Context: an optimization exercise on an open-source flow, tuned for small area and a short achievable clock period. The choices shown serve that exercise and are no tape-out recipe.
Function was checked by simulation only, so behaviour that the tests miss may differ from the original.
The series may have gaps, and a smaller design here may also do less where the tests do not look.
No activity file was given, so power comes from the tool's default toggle rates.

## flow/design.v in outline (module list and top-level ports)
// module clock_divider: 1084 lines
// module cd_xor2: 3 lines
// module cd_o21a: 3 lines
// module cd_andn: 3 lines
// module cd_nand2: 3 lines
// module cd_inv: 3 lines
// module cd_fa: 4 lines
// module cd_ha: 4 lines
// module cd_pp: 3 lines
// module cd_xn: 3 lines
// module cd_nd: 3 lines
// module cd_cya: 3 lines
// module cd_cyo: 3 lines
// module cd_cy: 3 lines
// module cd_pp2: 3 lines
// module cd_pp1: 3 lines
module clock_divider #(parameter BASE_SPEED = 50000000) (input logic clk, input logic[19:0] speed, input logic reset, output logic outClk);
  // ...
==> flow/flow/run.sh <==
#!/bin/bash
# The standard layout (standard.sh, the standard flow's own ORFS run, unchanged synthesis),
# with one change: the buffers that placement puts on every input and output
# port are sky130_fd_sc_hd__buf_2 cells instead of the cell buffer_ports picks
# by default (a slow clkdlybuf4s50_1 delay buffer).
set -euo pipefail
printf '\nexport BUFFER_PORTS_ARGS = -buffer_cell sky130_fd_sc_hd__buf_2\n' >> config.mk
bash standard.sh finish > flow_make.log 2>&1
==> flow/standard.sh <==
#!/bin/bash
# synth_recipe.tcl (not shown) runs the flow's synth.tcl, then flattens the netlist and writes it again
# the make line also repeats each setting of config.mk as NAME=value (left out here)
make -C /OpenROAD-flow-scripts/flow DESIGN_CONFIG=/design/flow/config.mk WORK_HOME=/design/flow/orfs CLKGATE_MAP_FILE= SYNTH_SCRIPT=/design/flow/synth_recipe.tcl "${@:-finish}"
==> flow/config.mk <==
export PLATFORM = sky130hd
export DESIGN_NAME = clock_divider
export DESIGN_NICKNAME = clock_divider
export VERILOG_FILES = /design/flow/design.v
export SDC_FILE = /design/flow/constraint.sdc
export NUM_CORES = 4
export LEC_CHECK = 0
export CAP_MARGIN = 20
export CORE_MARGIN = 2
export CORE_UTILIZATION = 25
export CTS_BUF_LIST = sky130_fd_sc_hd__clkbuf_2 sky130_fd_sc_hd__clkbuf_4
export PLACE_DENSITY = 0.3
export SLEW_MARGIN = 20
export SYNTH_HIERARCHICAL = 1

export BUFFER_PORTS_ARGS = -buffer_cell sky130_fd_sc_hd__buf_2
==> flow/constraint.sdc <==
create_clock -name core_clock -period 140.0 [get_ports {clk}]
set_input_delay 28.0000 -clock core_clock [delete_from_list [all_inputs] [get_ports {clk}]]
set_output_delay 28.0000 -clock core_clock [all_outputs]
set_load 0.01 [all_outputs]
Figure 1. I/O nets highlighted (run 1).
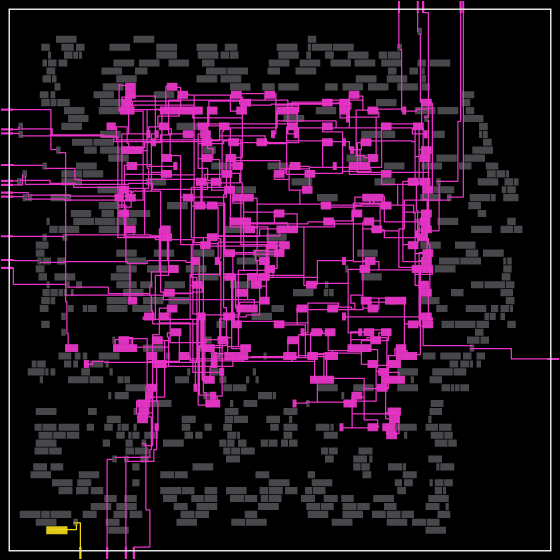
`speed`: in magenta, direction input, edge 11 west, 5 north, 3 south, 1 east, end cells 218, buffers 20, wire 6570 um. `reset`: in yellow, direction input, edge south, end cells 1, buffers 1, wire 21.8 um.

Figure 2. Pin placement (run 1).
Bar = 50 um. Pins as bars across the die edge, other pins in gray.
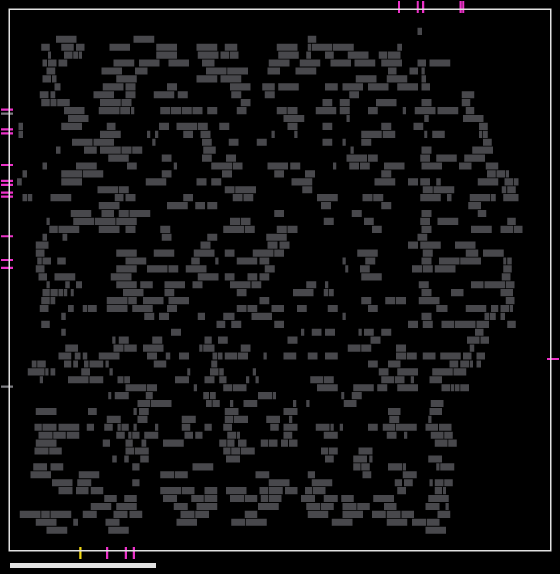
`reset`: in yellow, pins 1, direction input, edge south. `speed`: in magenta, pins 20, direction input, edge 11 west, 5 north, 3 south, 1 east.
All pins by edge: 13 west, 5 north, 4 south, 1 east.

Figure 3. Signal wires by layer (run 1).
Bar = 50 um.
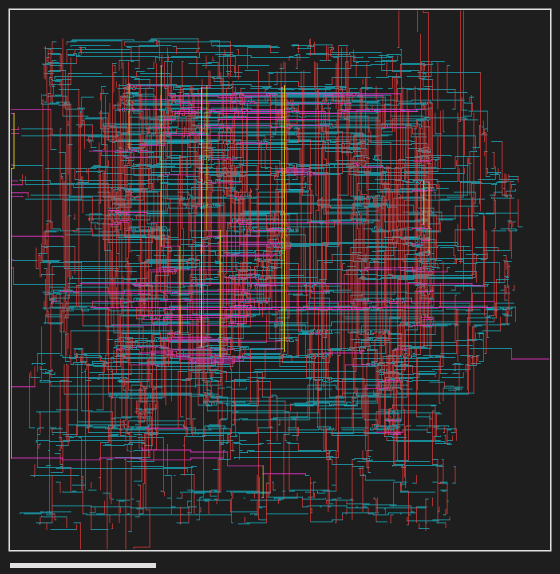
M2: in red, wire length 17400 um. M4: in yellow, wire length 647 um. M3: in magenta, wire length 2490 um. M1: in cyan, wire length 15400 um.

==> results.txt, run 1 <==
Non-Filler Instances=1171; number of synthesized flops with an enable pin=0; most frequent cell after synthesis=a222oi_1; top cell type's share of synthesized area=0.335; GR Util met3=0.0288; CTS hold repair buffers=0; Post-Syn Instances=695; multi-input gates=632; unrepaired setup endpoints after global routing=false; status=no timing/DRC/antenna violations; Sequential Power=0.00955 mW; Repair and plain buffers=24; fraction of the mapped netlist area in adder cells=0.431; Die Ht=186 um; clk buf depth=2; Area-dominant class=multi-input gates; post-route cell area=9000 um^2; Synth top cells by count=167 x a222oi_1, 138 x fa_1, 63 x ha_1; Clk. pwr=0.00575 mW; largest area contributor in the netlist=fa_1; main combinational cell family by area after synthesis=adder cells; fraction of area in multi-input gates=0.835; worst-path fanout max=28; vias=7145; post-synthesis sequential area ratio=0.0753; yosys warns=7; Post CTS Setup Buffer Count=0; final worst-path setup slack=76.02 ns; leading cell type in the layout, fill and taps excluded=a222oi_1; Final nets=950; max_cap viols=0; Seq. cell area=621 um^2; routed wire length=36000 um; core area=32500 um^2; Seq cells=31; Worst Path Required=112.00 ns; static leakage=2.62 nW; Levels on crit path=35; WL/cell=30.7 um; Placer Congestion=0.880; initial core utilization=0.254; Area growth, synth to finish=9.31%; type of the worst setup path=input port to output port; PortBufs=22; met1 Use GR=0.293
Figure 4. Sequential cells grouped by signal name (run 1).
Bar = 50 um.
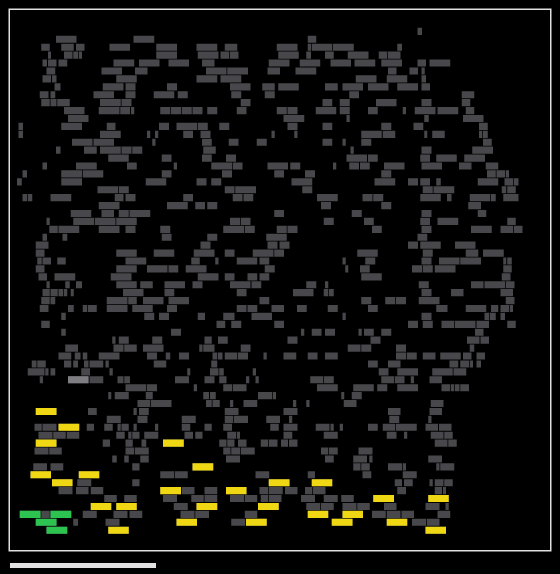

## Run 2: large edit since run 1, in outline
flow/design.v: 1131 -> 1137 lines; modules unchanged: 15
  clock_divider: edited, 1084 -> 1078 lines
  cd_orn: new, 3 lines
  cd_and2: new, 3 lines
  cd_nor2: new, 3 lines
  cd_xnor2: new, 3 lines
==> module cd_nor2 as of run 2 <==
module cd_nor2 (input logic a, b, output logic y);
	assign y = ~(a | b);
endmodule
==> module cd_orn as of run 2 <==
module cd_orn (input logic a, bn, output logic y);
	assign y = a | ~bn;
endmodule
==> module cd_and2 as of run 2 <==
module cd_and2 (input logic a, b, output logic y);
	assign y = a & b;
endmodule
==> module cd_xnor2 as of run 2 <==
module cd_xnor2 (input logic a, b, output logic y);
	assign y = ~(a ^ b);
endmodule
Figure 5. Sequential cells grouped by signal name (run 2).
Bar = 50 um.
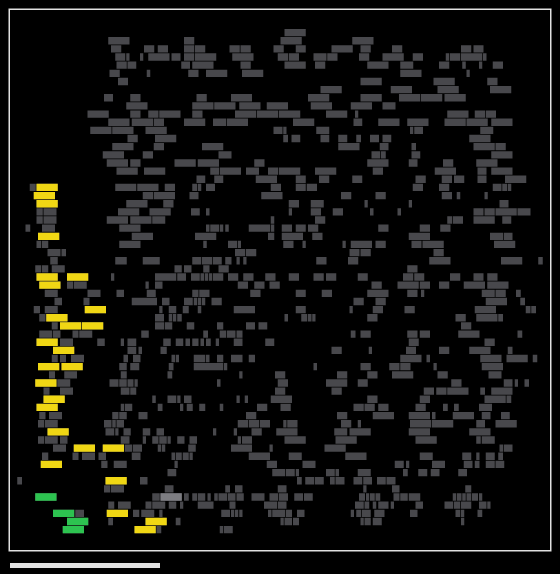
`counter`: in yellow, sequential cells 26. `shiftReg`: in green, sequential cells 4, where south-west.
Another 1 sequential cells are not colored.
Seq. cell area: 621 um^2
Sequential Power: 0.00967 mW

Figure 6. I/O nets highlighted (run 2).
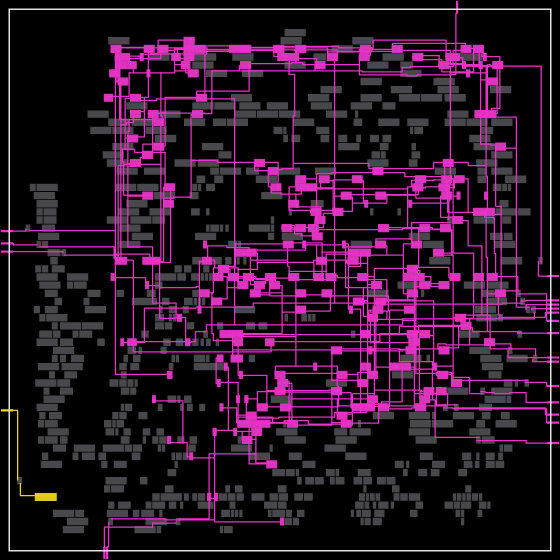
`speed`: in magenta, direction input, edge 14 east, 3 west, 2 south, 1 north, end cells 220, buffers 20, wire 6840 um. `reset`: in yellow, direction input, edge west, end cells 1, buffers 1, wire 35.7 um.

==> run 2 against run 1 <==
- global-route usage is 0.78 points higher
- final area shrank 4.7%
- area after synthesis down 5.7%
- worst hold slack worse by 0.0068 ns
- critical path type unchanged
- critical endpoint unchanged
==> results.txt, run 2 <==
multi-input gates=650; HP Class=flop to flop; yosys warns=7; PnR Total Power=0.188 mW; Cell Pwr Density=21.9 nW/um^2; Repair and plain buffers=41; initial core utilization=0.254; max_cap viols=0; final worst-path setup slack=75.55 ns; Worst Path Required=112.00 ns; sequential share of cell area=0.0724; Post-Syn Instances=716; Max VDD drop=0.0149 mV; Non-Filler Instances=1161; fraction of area in multi-input gates=0.819; Comb group=0.174 mW; top layer in use=met4; grt ovf=0; Place WS=75.65 ns; largest area contributor in the netlist=fa_1; Final nets=977; post-synthesis sequential area ratio=0.0799; static leakage=2.46 nW; met1 Use GR=0.318; GR Util met3=0.0340; Placer Congestion=0.889; top cell type's share of synthesized area=0.356; most frequent cell after synthesis=a222oi_1; CTS hold repair buffers=0; Post CTS Setup Buffer Count=0; Net Switching=0.115 mW; PortBufs=22; post-route cell area=8580 um^2; number of synthesized flops with an enable pin=0; Seq cells=31; Clk. pwr=0.00477 mW; core area=30600 um^2; Synth top cells by count=166 x a222oi_1, 138 x fa_1, 52 x ha_1; placed cells=1154; unrepaired setup endpoints after global routing=false; clk buf depth=2; type of the worst setup path=input port to output port; Via density=6.44; post-synthesis mux area share=0; leading cell type in the layout, fill and taps excluded=a222oi_1; Hold Worst Slack=0.348 ns; Area-dominant class=multi-input gates; complex-gate fraction of the synthesized area=0.288; Levels on crit path=33; FF+latch count, synth=31; fraction of the mapped netlist area in adder cells=0.439; worst-path fanout max=28; status=no timing/DRC/antenna violations; Die Ht=180 um; Area growth, synth to finish=10.4%; main combinational cell family by area after synthesis=adder cells
Figure 7. Routing view (run 2).
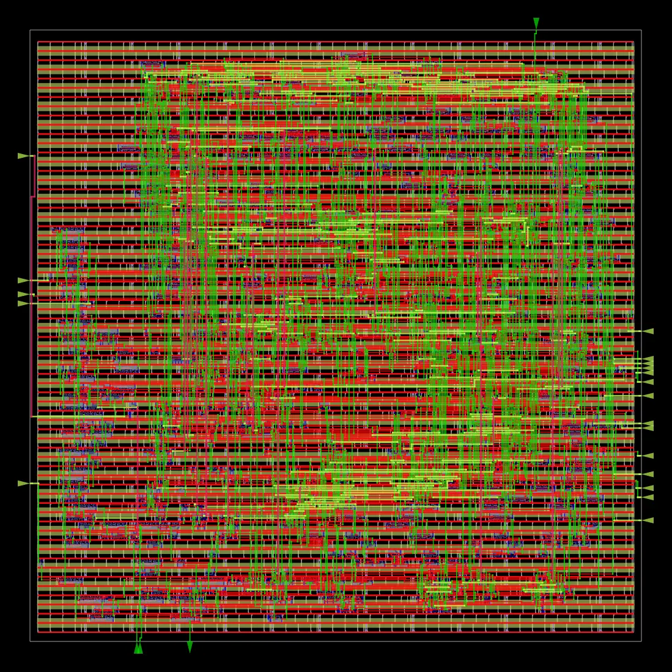
GRT Total Usage: 0.225
vias: 7479
M1 WL: 16000 um

Figure 8. Signal wires by layer (run 2).
Bar = 50 um.
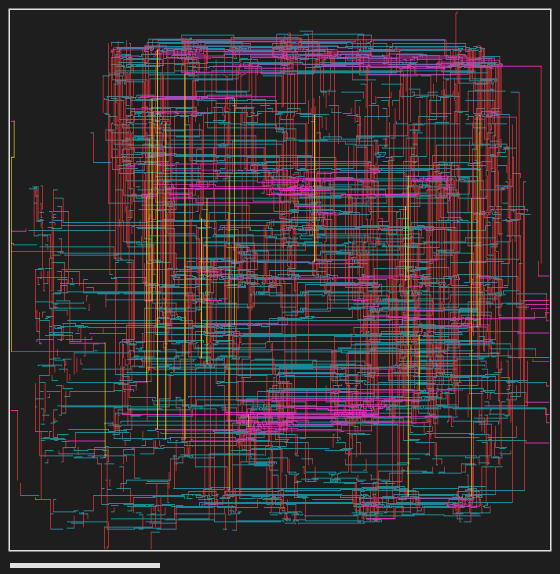
M2: in red, wire length 16800 um. M1: in cyan, wire length 16000 um. M4: in yellow, wire length 1400 um. M3: in magenta, wire length 3290 um.
routed wire length: 37600 um
WL/cell: 32.3 um

Figure 9. Pin placement (run 2).
Bar = 50 um. Pins as bars across the die edge, other pins in gray.
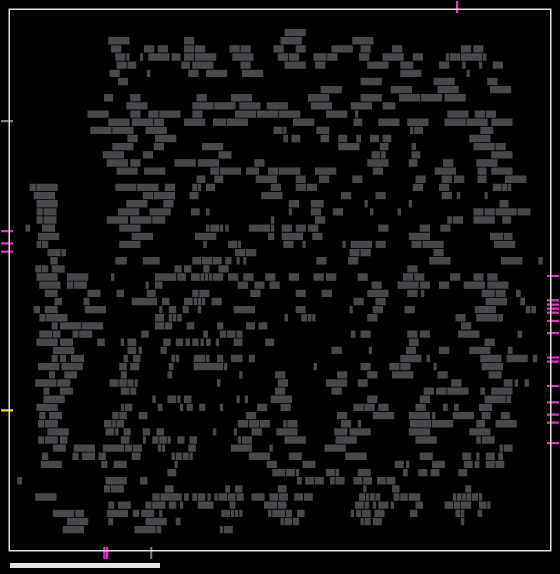

==> run 2 -> run 3 <==
--- a/flow/design.v
+++ b/flow/design.v
@@ -625,4 +625,35 @@
 	wire lp593;
 	wire qs594;
+	wire calo595;
+	wire cq20_596;
+	wire cag20_597;
+	wire cq21_598;
+	wire cag21_599;
+	wire cq22_600;
+	wire cag22_601;
+	wire cq23_602;
+	wire cag23_603;
+	wire cq24_604;
+	wire cag24_605;
+	wire cq25_606;
+	wire cag25_607;
+	wire cq26_608;
+	wire cag26_609;
+	wire cblo610;
+	wire cbg20_611;
+	wire cbg21_612;
+	wire cbg22_613;
+	wire cbg23_614;
+	wire cbg24_615;
+	wire cbg25_616;
+	wire cbg26_617;
+	wire chlo618;
+	wire chg20_619;
+	wire chg21_620;
+	wire chg22_621;
+	wire chg23_622;
+	wire chg24_623;
+	wire chg25_624;
+	wire chg26_625;
 	cd_nand2 u_pp0_0_1 (.a(speed[0]), .b(px[0]), .y(pp0_0_1));
 	cd_nand2 u_pq0_2 (.a(n1[0]), .b(nspeed[0]), .y(pq0_2));
@@ -1057,9 +1088,46 @@
 	assign qs594 = (lp593 ^ qc592);
 	assign qsum = {qs594, qs591, qs587, qs583, qs579, qs575, qs571, qs567, qs563, qs559, qs555, qs551, qs547, qs543, qs539, qs535, qs531, qs527, qs523, qs519, qs515, qs511, qs507, qs503, qs501, hs497, pp0_0_1};
-	wire leFull = !big && (qsum >= 27'd83518677 && qsum <= 27'd133518677);
-	wire leHalf = !big && (qsum >= 27'd108518677 && qsum <= 27'd133518677);
+	assign calo595 = qsum[19:0] >= 20'd681173;
+	cd_xor2 u_cq20_596 (.a(hs569), .b(qc568), .y(cq20_596));
+	cd_nand2 u_cag20_597 (.a(cq20_596), .b(calo595), .y(cag20_597));
+	cd_xnor2 u_cq21_598 (.a(hpn573), .b(qc572), .y(cq21_598));
+	cd_nor2 u_cag21_599 (.a(cq21_598), .b(cag20_597), .y(cag21_599));
+	cd_xor2 u_cq22_600 (.a(hs577), .b(qc576), .y(cq22_600));
+	cd_nand2 u_cag22_601 (.a(cq22_600), .b(cag21_599), .y(cag22_601));
+	cd_xnor2 u_cq23_602 (.a(hpn581), .b(qc580), .y(cq23_602));
+	cd_nor2 u_cag23_603 (.a(cq23_602), .b(cag22_601), .y(cag23_603));
+	cd_xor2 u_cq24_604 (.a(hs585), .b(qc584), .y(cq24_604));
+	cd_nor2 u_cag24_605 (.a(cq24_604), .b(cag23_603), .y(cag24_605));
+	cd_xnor2 u_cq25_606 (.a(hpn589), .b(qc588), .y(cq25_606));
+	cd_nand2 u_cag25_607 (.a(cq25_606), .b(cag24_605), .y(cag25_607));
+	cd_xor2 u_cq26_608 (.a(lp593), .b(qc592), .y(cq26_608));
+	cd_nand2 u_cag26_609 (.a(cq26_608), .b(cag25_607), .y(cag26_609));
+	assign cblo610 = qsum[19:0] >= 20'd515349;
+	cd_nand2 u_cbg20_611 (.a(cq20_596), .b(cblo610), .y(cbg20_611));
+	cd_nor2 u_cbg21_612 (.a(cq21_598), .b(cbg20_611), .y(cbg21_612));
+	cd_nand2 u_cbg22_613 (.a(cq22_600), .b(cbg21_612), .y(cbg22_613));
+	cd_nand2 u_cbg23_614 (.a(cq23_602), .b(cbg22_613), .y(cbg23_614));
+	cd_nor2 u_cbg24_615 (.a(cq24_604), .b(cbg23_614), .y(cbg24_615));
+	cd_nor2 u_cbg25_616 (.a(cq25_606), .b(cbg24_615), .y(cbg25_616));
+	cd_nand2 u_cbg26_617 (.a(cq26_608), .b(cbg25_616), .y(cbg26_617));
+	assign chlo618 = qsum[19:0] >= 20'd349526;
+	cd_nand2 u_chg20_619 (.a(cq20_596), .b(chlo618), .y(chg20_619));
+	cd_nor2 u_chg21_620 (.a(cq21_598), .b(chg20_619), .y(chg21_620));
+	cd_nand2 u_chg22_621 (.a(cq22_600), .b(chg21_620), .y(chg22_621));
+	cd_nor2 u_chg23_622 (.a(cq23_602), .b(chg22_621), .y(chg23_622));
+	cd_nand2 u_chg24_623 (.a(cq24_604), .b(chg23_622), .y(chg24_623));
+	cd_nor2 u_chg25_624 (.a(cq25_606), .b(chg24_623), .y(chg25_624));
+	cd_nand2 u_chg26_625 (.a(cq26_608), .b(chg25_624), .y(chg26_625));
+	cd_and4b u_out (.an(cag26_609), .b(actnb), .c(cbg26_617), .d(chg26_625), .x(outClk));
+	assign geFull = ~cag26_609;
+	assign geHalf = ~cbg26_617;
+	assign gtTop = ~chg26_625;
+	wire geFull, geHalf, gtTop;
+	wire leFull = !big && geFull && !gtTop;
+	wire leHalf = !big && geHalf && !gtTop;
+	wire actnb;
 	wire active = !rstTrigger && (speed != 0);
 	wire counterRst = active && !leFull;
-	assign outClk = active && leFull && !leHalf;
+	assign actnb = active && !big;
 	wire clrn = !((shiftReg == 4'b1111) || counterRst);
 	wire [26:0] cc;
@@ -1101,4 +1169,7 @@
 	assign y = ~(a ^ b);
 endmodule
+module cd_and4b (input logic an, b, c, d, output logic x);
+	assign x = ~an & b & c & d;
+endmodule
 module cd_inv (input logic a, output logic y);
 	assign y = ~a;
--- a/flow/config.mk
+++ b/flow/config.mk
@@ -9,5 +9,5 @@
 export CORE_MARGIN = 2
 export CORE_UTILIZATION = 25
-export CTS_BUF_LIST = sky130_fd_sc_hd__clkbuf_2 sky130_fd_sc_hd__clkbuf_4
+export CTS_BUF_LIST = sky130_fd_sc_hd__clkbuf_4
 export PLACE_DENSITY = 0.3
 export SLEW_MARGIN = 20
Figure 10. Pin placement (run 3).
Bar = 50 um. Pins as bars across the die edge, other pins in gray.
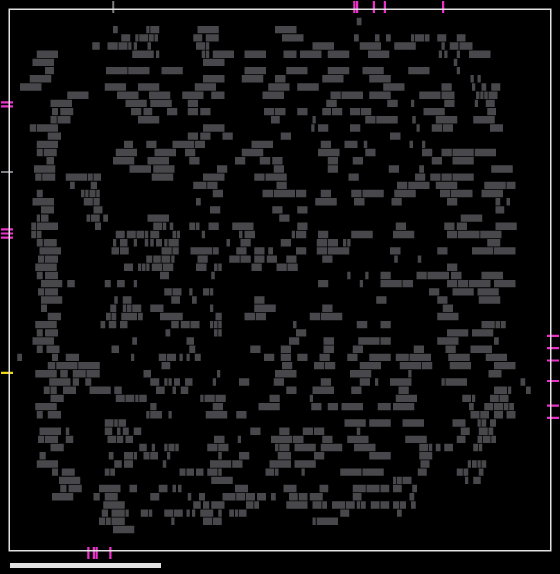
`reset`: in yellow, pins 1, direction input, edge west. `speed`: in magenta, pins 20, direction input, edge 6 east, 5 north, 5 west, 4 south.
All pins by edge: 7 west, 6 north, 6 east, 4 south.
die width: 179 um
Die Ht: 179 um
PortBufs: 22

Figure 11. Signal wires by layer (run 3).
Bar = 50 um.
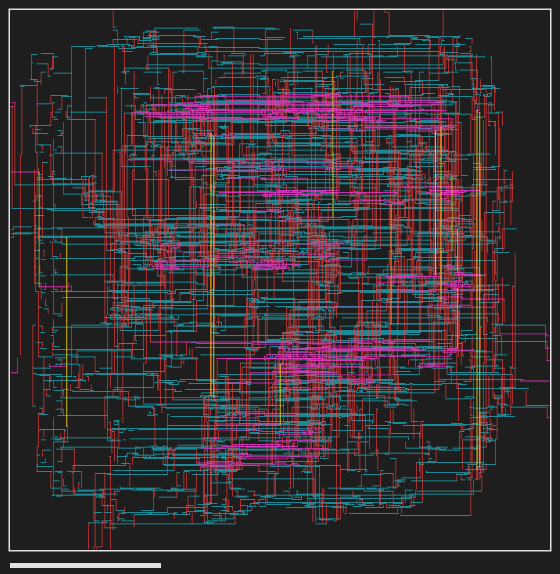
M3: in magenta, wire length 3040 um. M1: in cyan, wire length 15700 um. M2: in red, wire length 15100 um. M4: in yellow, wire length 782 um.
routed wire length: 34600 um
WL/cell: 29.8 um
vias: 7319
GRT Total Usage: 0.218

Figure 12. Routing view (run 3).
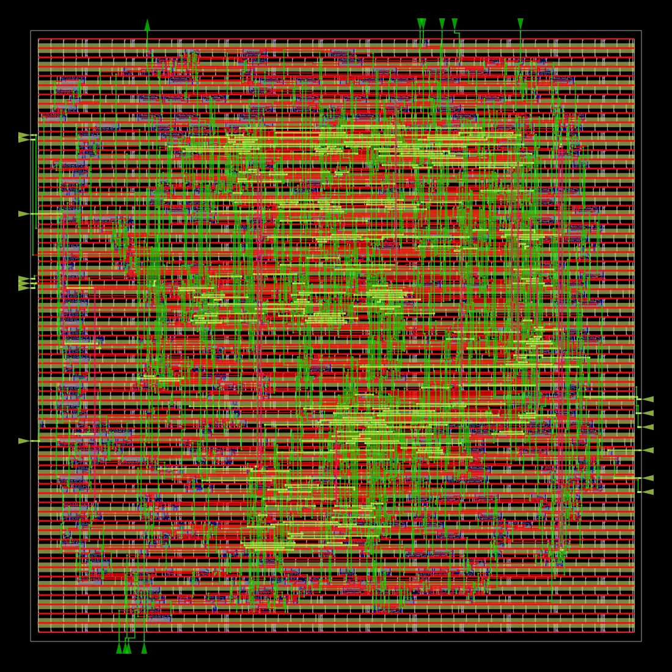
M1 WL: 15700 um
met3 wire len: 3040 um
met2 wire length: 15100 um
top layer in use: met4

Figure 13. Sequential cells grouped by signal name (run 3).
Bar = 50 um.
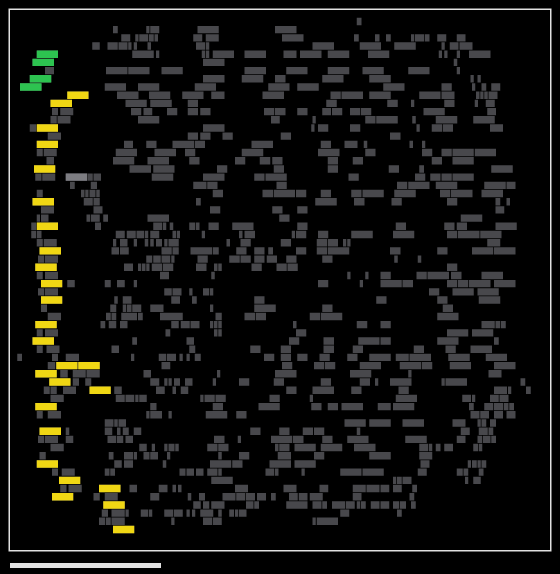
`shiftReg`: in green, sequential cells 4, where north-west. `counter`: in yellow, sequential cells 26.

==> run 3 against run 2 <==
- clock power is 4% higher
- cell count is essentially flat
- first-iteration DRC count is 7.7% higher
- maximum frequency grew 2.2%
- highest routed layer unchanged
==> results.txt, run 3 <==
status=no timing/DRC/antenna violations; Seq. cell area=621 um^2; Clk. pwr=0.00496 mW; number of synthesized flops with an enable pin=0; final worst-path setup slack=76.93 ns; largest area contributor in the netlist=fa_1; Via density=6.31; type of the worst setup path=input port to output port; placed cells=1152; Final nets=975; Repair and plain buffers=34; Hold Worst Slack=0.352 ns; Area-dominant class=multi-input gates; sequential share of cell area=0.0734; main combinational cell family by area after synthesis=adder cells; core area=30400 um^2; multi-input gates=656; Cell Pwr Density=24.9 nW/um^2; clk buf depth=2; static leakage=2.42 nW; Levels on crit path=30; Net Switching=0.125 mW; Seq cells=31; initial core utilization=0.252; yosys warns=7; Area growth, synth to finish=10.1%; post-synthesis mux area share=0; Placer Congestion=0.872; GR Util met3=0.0257; max_cap viols=0; post-route cell area=8450 um^2; post-synthesis sequential area ratio=0.0808; Post CTS Setup Buffer Count=0; Sequential Power=0.00984 mW; worst-path fanout max=27; unrepaired setup endpoints after global routing=false; fraction of area in multi-input gates=0.822; Max VDD drop=0.0146 mV; Place WS=76.86 ns; PnR Total Power=0.211 mW; Comb group=0.196 mW; HP Class=flop to flop; CTS hold repair buffers=0; complex-gate fraction of the synthesized area=0.279; Synth top cells by count=166 x a222oi_1, 138 x fa_1, 57 x nand2_1; top cell type's share of synthesized area=0.360
Figure 14. I/O nets highlighted (run 3).
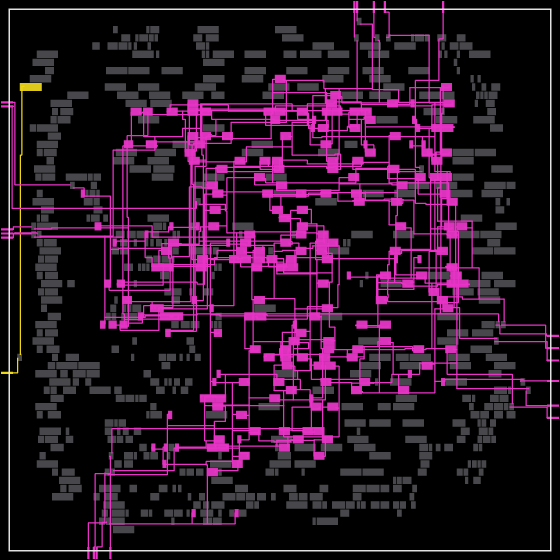

==> run 3 -> run 4 <==
--- a/flow/config.mk
+++ b/flow/config.mk
@@ -8,7 +8,7 @@
 export CAP_MARGIN = 20
 export CORE_MARGIN = 2
-export CORE_UTILIZATION = 25
+export CORE_UTILIZATION = 35
 export CTS_BUF_LIST = sky130_fd_sc_hd__clkbuf_4
-export PLACE_DENSITY = 0.3
+export PLACE_DENSITY = 0.45
 export SLEW_MARGIN = 20
 export SYNTH_HIERARCHICAL = 1
Figure 15. I/O nets highlighted (run 4).
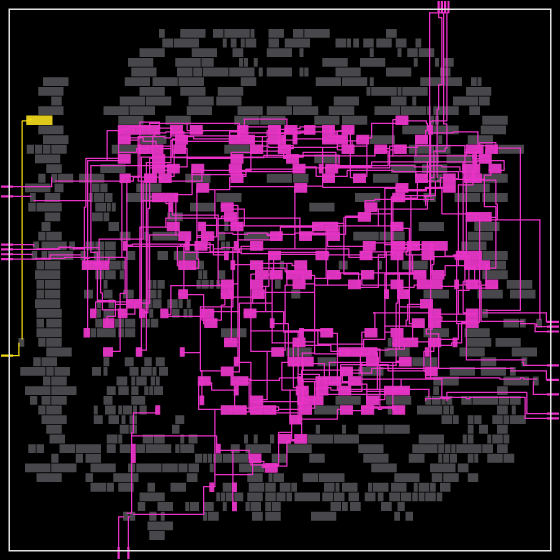
`reset`: in yellow, direction input, edge west, end cells 1, buffers 1, wire 70.2 um. `speed`: in magenta, direction input, edge 8 east, 6 west, 4 north, 2 south, end cells 217, buffers 20, wire 5760 um.
IO Pins: 23

Figure 16. Signal wires by layer (run 4).
Bar = 50 um.
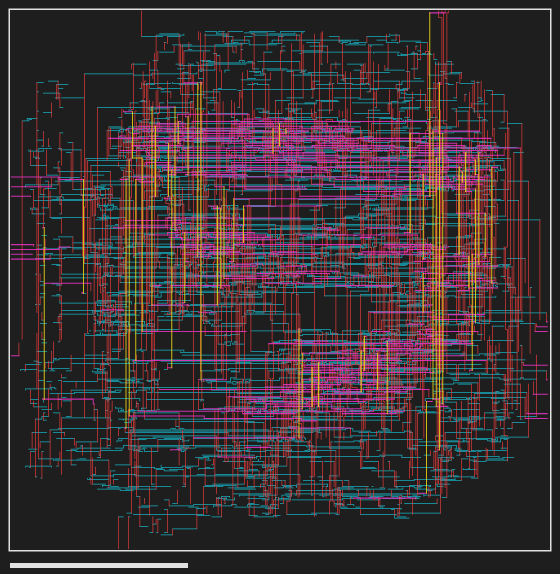
M4: in yellow, wire length 1600 um. M1: in cyan, wire length 12100 um. M3: in magenta, wire length 3800 um. M2: in red, wire length 13500 um.
vias: 7456
routed wire length: 31000 um
GRT Total Usage: 0.266
WL/cell: 29.6 um

==> run 4 against run 3 <==
- still clean
- area after synthesis unchanged
- utilization up 11 points
- routed wire length down 10%
- clock power down 7.9%
- count of clock-buffer cells in the layout down 1
- critical path type unchanged
- largest power group unchanged
==> results.txt, run 4 <==
status=no timing/DRC/antenna violations; unrepaired setup endpoints after global routing=false; Post-Syn Instances=721; fraction of the mapped netlist area in adder cells=0.445; sequential share of cell area=0.0744; clk buf depth=2; CTS hold repair buffers=0; initial core utilization=0.354; complex-gate fraction of the synthesized area=0.279; Repair and plain buffers=38; post-route cell area=8340 um^2; placed cells=1039; Worst Path Required=112.00 ns; Area growth, synth to finish=8.62%; met1 Use GR=0.363; largest area contributor in the netlist=fa_1; Clk. pwr=0.00457 mW; GR Util met3=0.0565; multi-input gates=656; PortBufs=22; Seq cells=31; Synth top cells by count=166 x a222oi_1, 138 x fa_1, 57 x nand2_1; PnR Total Power=0.207 mW; Cell Pwr Density=24.8 nW/um^2; most frequent cell after synthesis=a222oi_1; final worst-path setup slack=77.13 ns; Levels on crit path=31; Net Switching=0.122 mW; top layer in use=met4
Figure 17. Pin placement (run 4).
Bar = 50 um. Pins as bars across the die edge, other pins in gray.
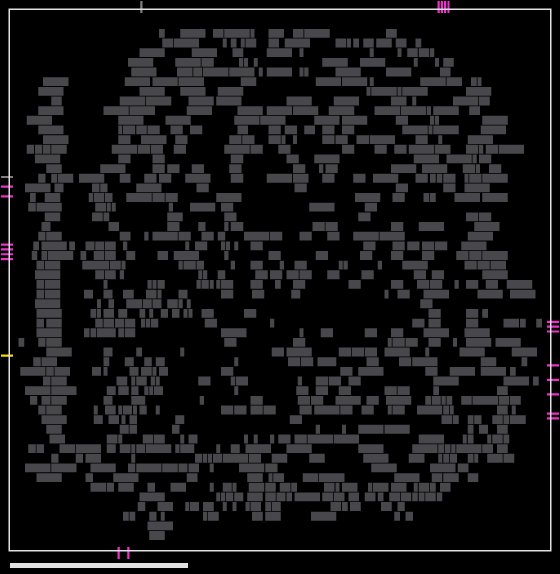
`speed`: in magenta, pins 20, direction input, edge 8 east, 6 west, 4 north, 2 south. `reset`: in yellow, pins 1, direction input, edge west.
All pins by edge: 8 west, 8 east, 5 north, 2 south.
die width: 152 um
Die Ht: 152 um

Figure 18. Routing view (run 4).
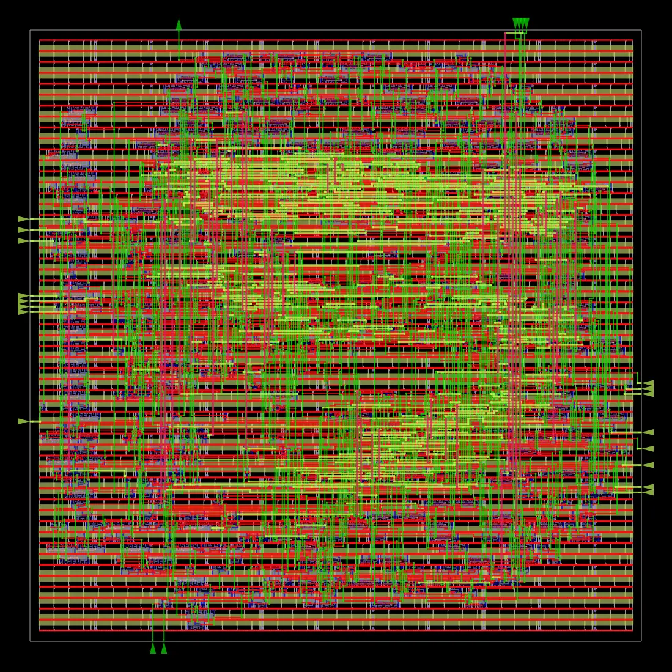
met2 wire length: 13500 um
met3 wire len: 3800 um
M1 WL: 12100 um

-- what the ideal ports hide --
The flow's constraints put no driver on any port. The routed layouts listed below were extracted and timed again, unchanged, in two steps.
Step 1: set_driving_cell puts a clkbuf_16 on clk and a buf_2 on each other input, an assumption about the parent block.
Step 2 times the ports against the registers' clock, not the clock port: input delays grow and output delays shrink by t, the midpoint of the rising clock arrivals with the driver on.
a / b / c = no drivers / after step 1 / after step 2; a / b = the first two.
run | shift t [ns] | setup WS [ns] | worst setup path after step 2
run 1 | 0.382 | 76.019 / 75.961 / 75.961 | input to output
run 2 | 0.351 | 75.554 / 75.482 / 75.482 | input to output
run 3 | 0.352 | 76.927 / 76.890 / 76.890 | input to output
run 4 | 0.348 | 77.130 / 77.054 / 77.054 | input to output
After both steps every run listed still meets setup and hold. The setup slack of run 4, which loses most, moves by -0.076 ns with the drivers and by -0.076 ns with both steps.
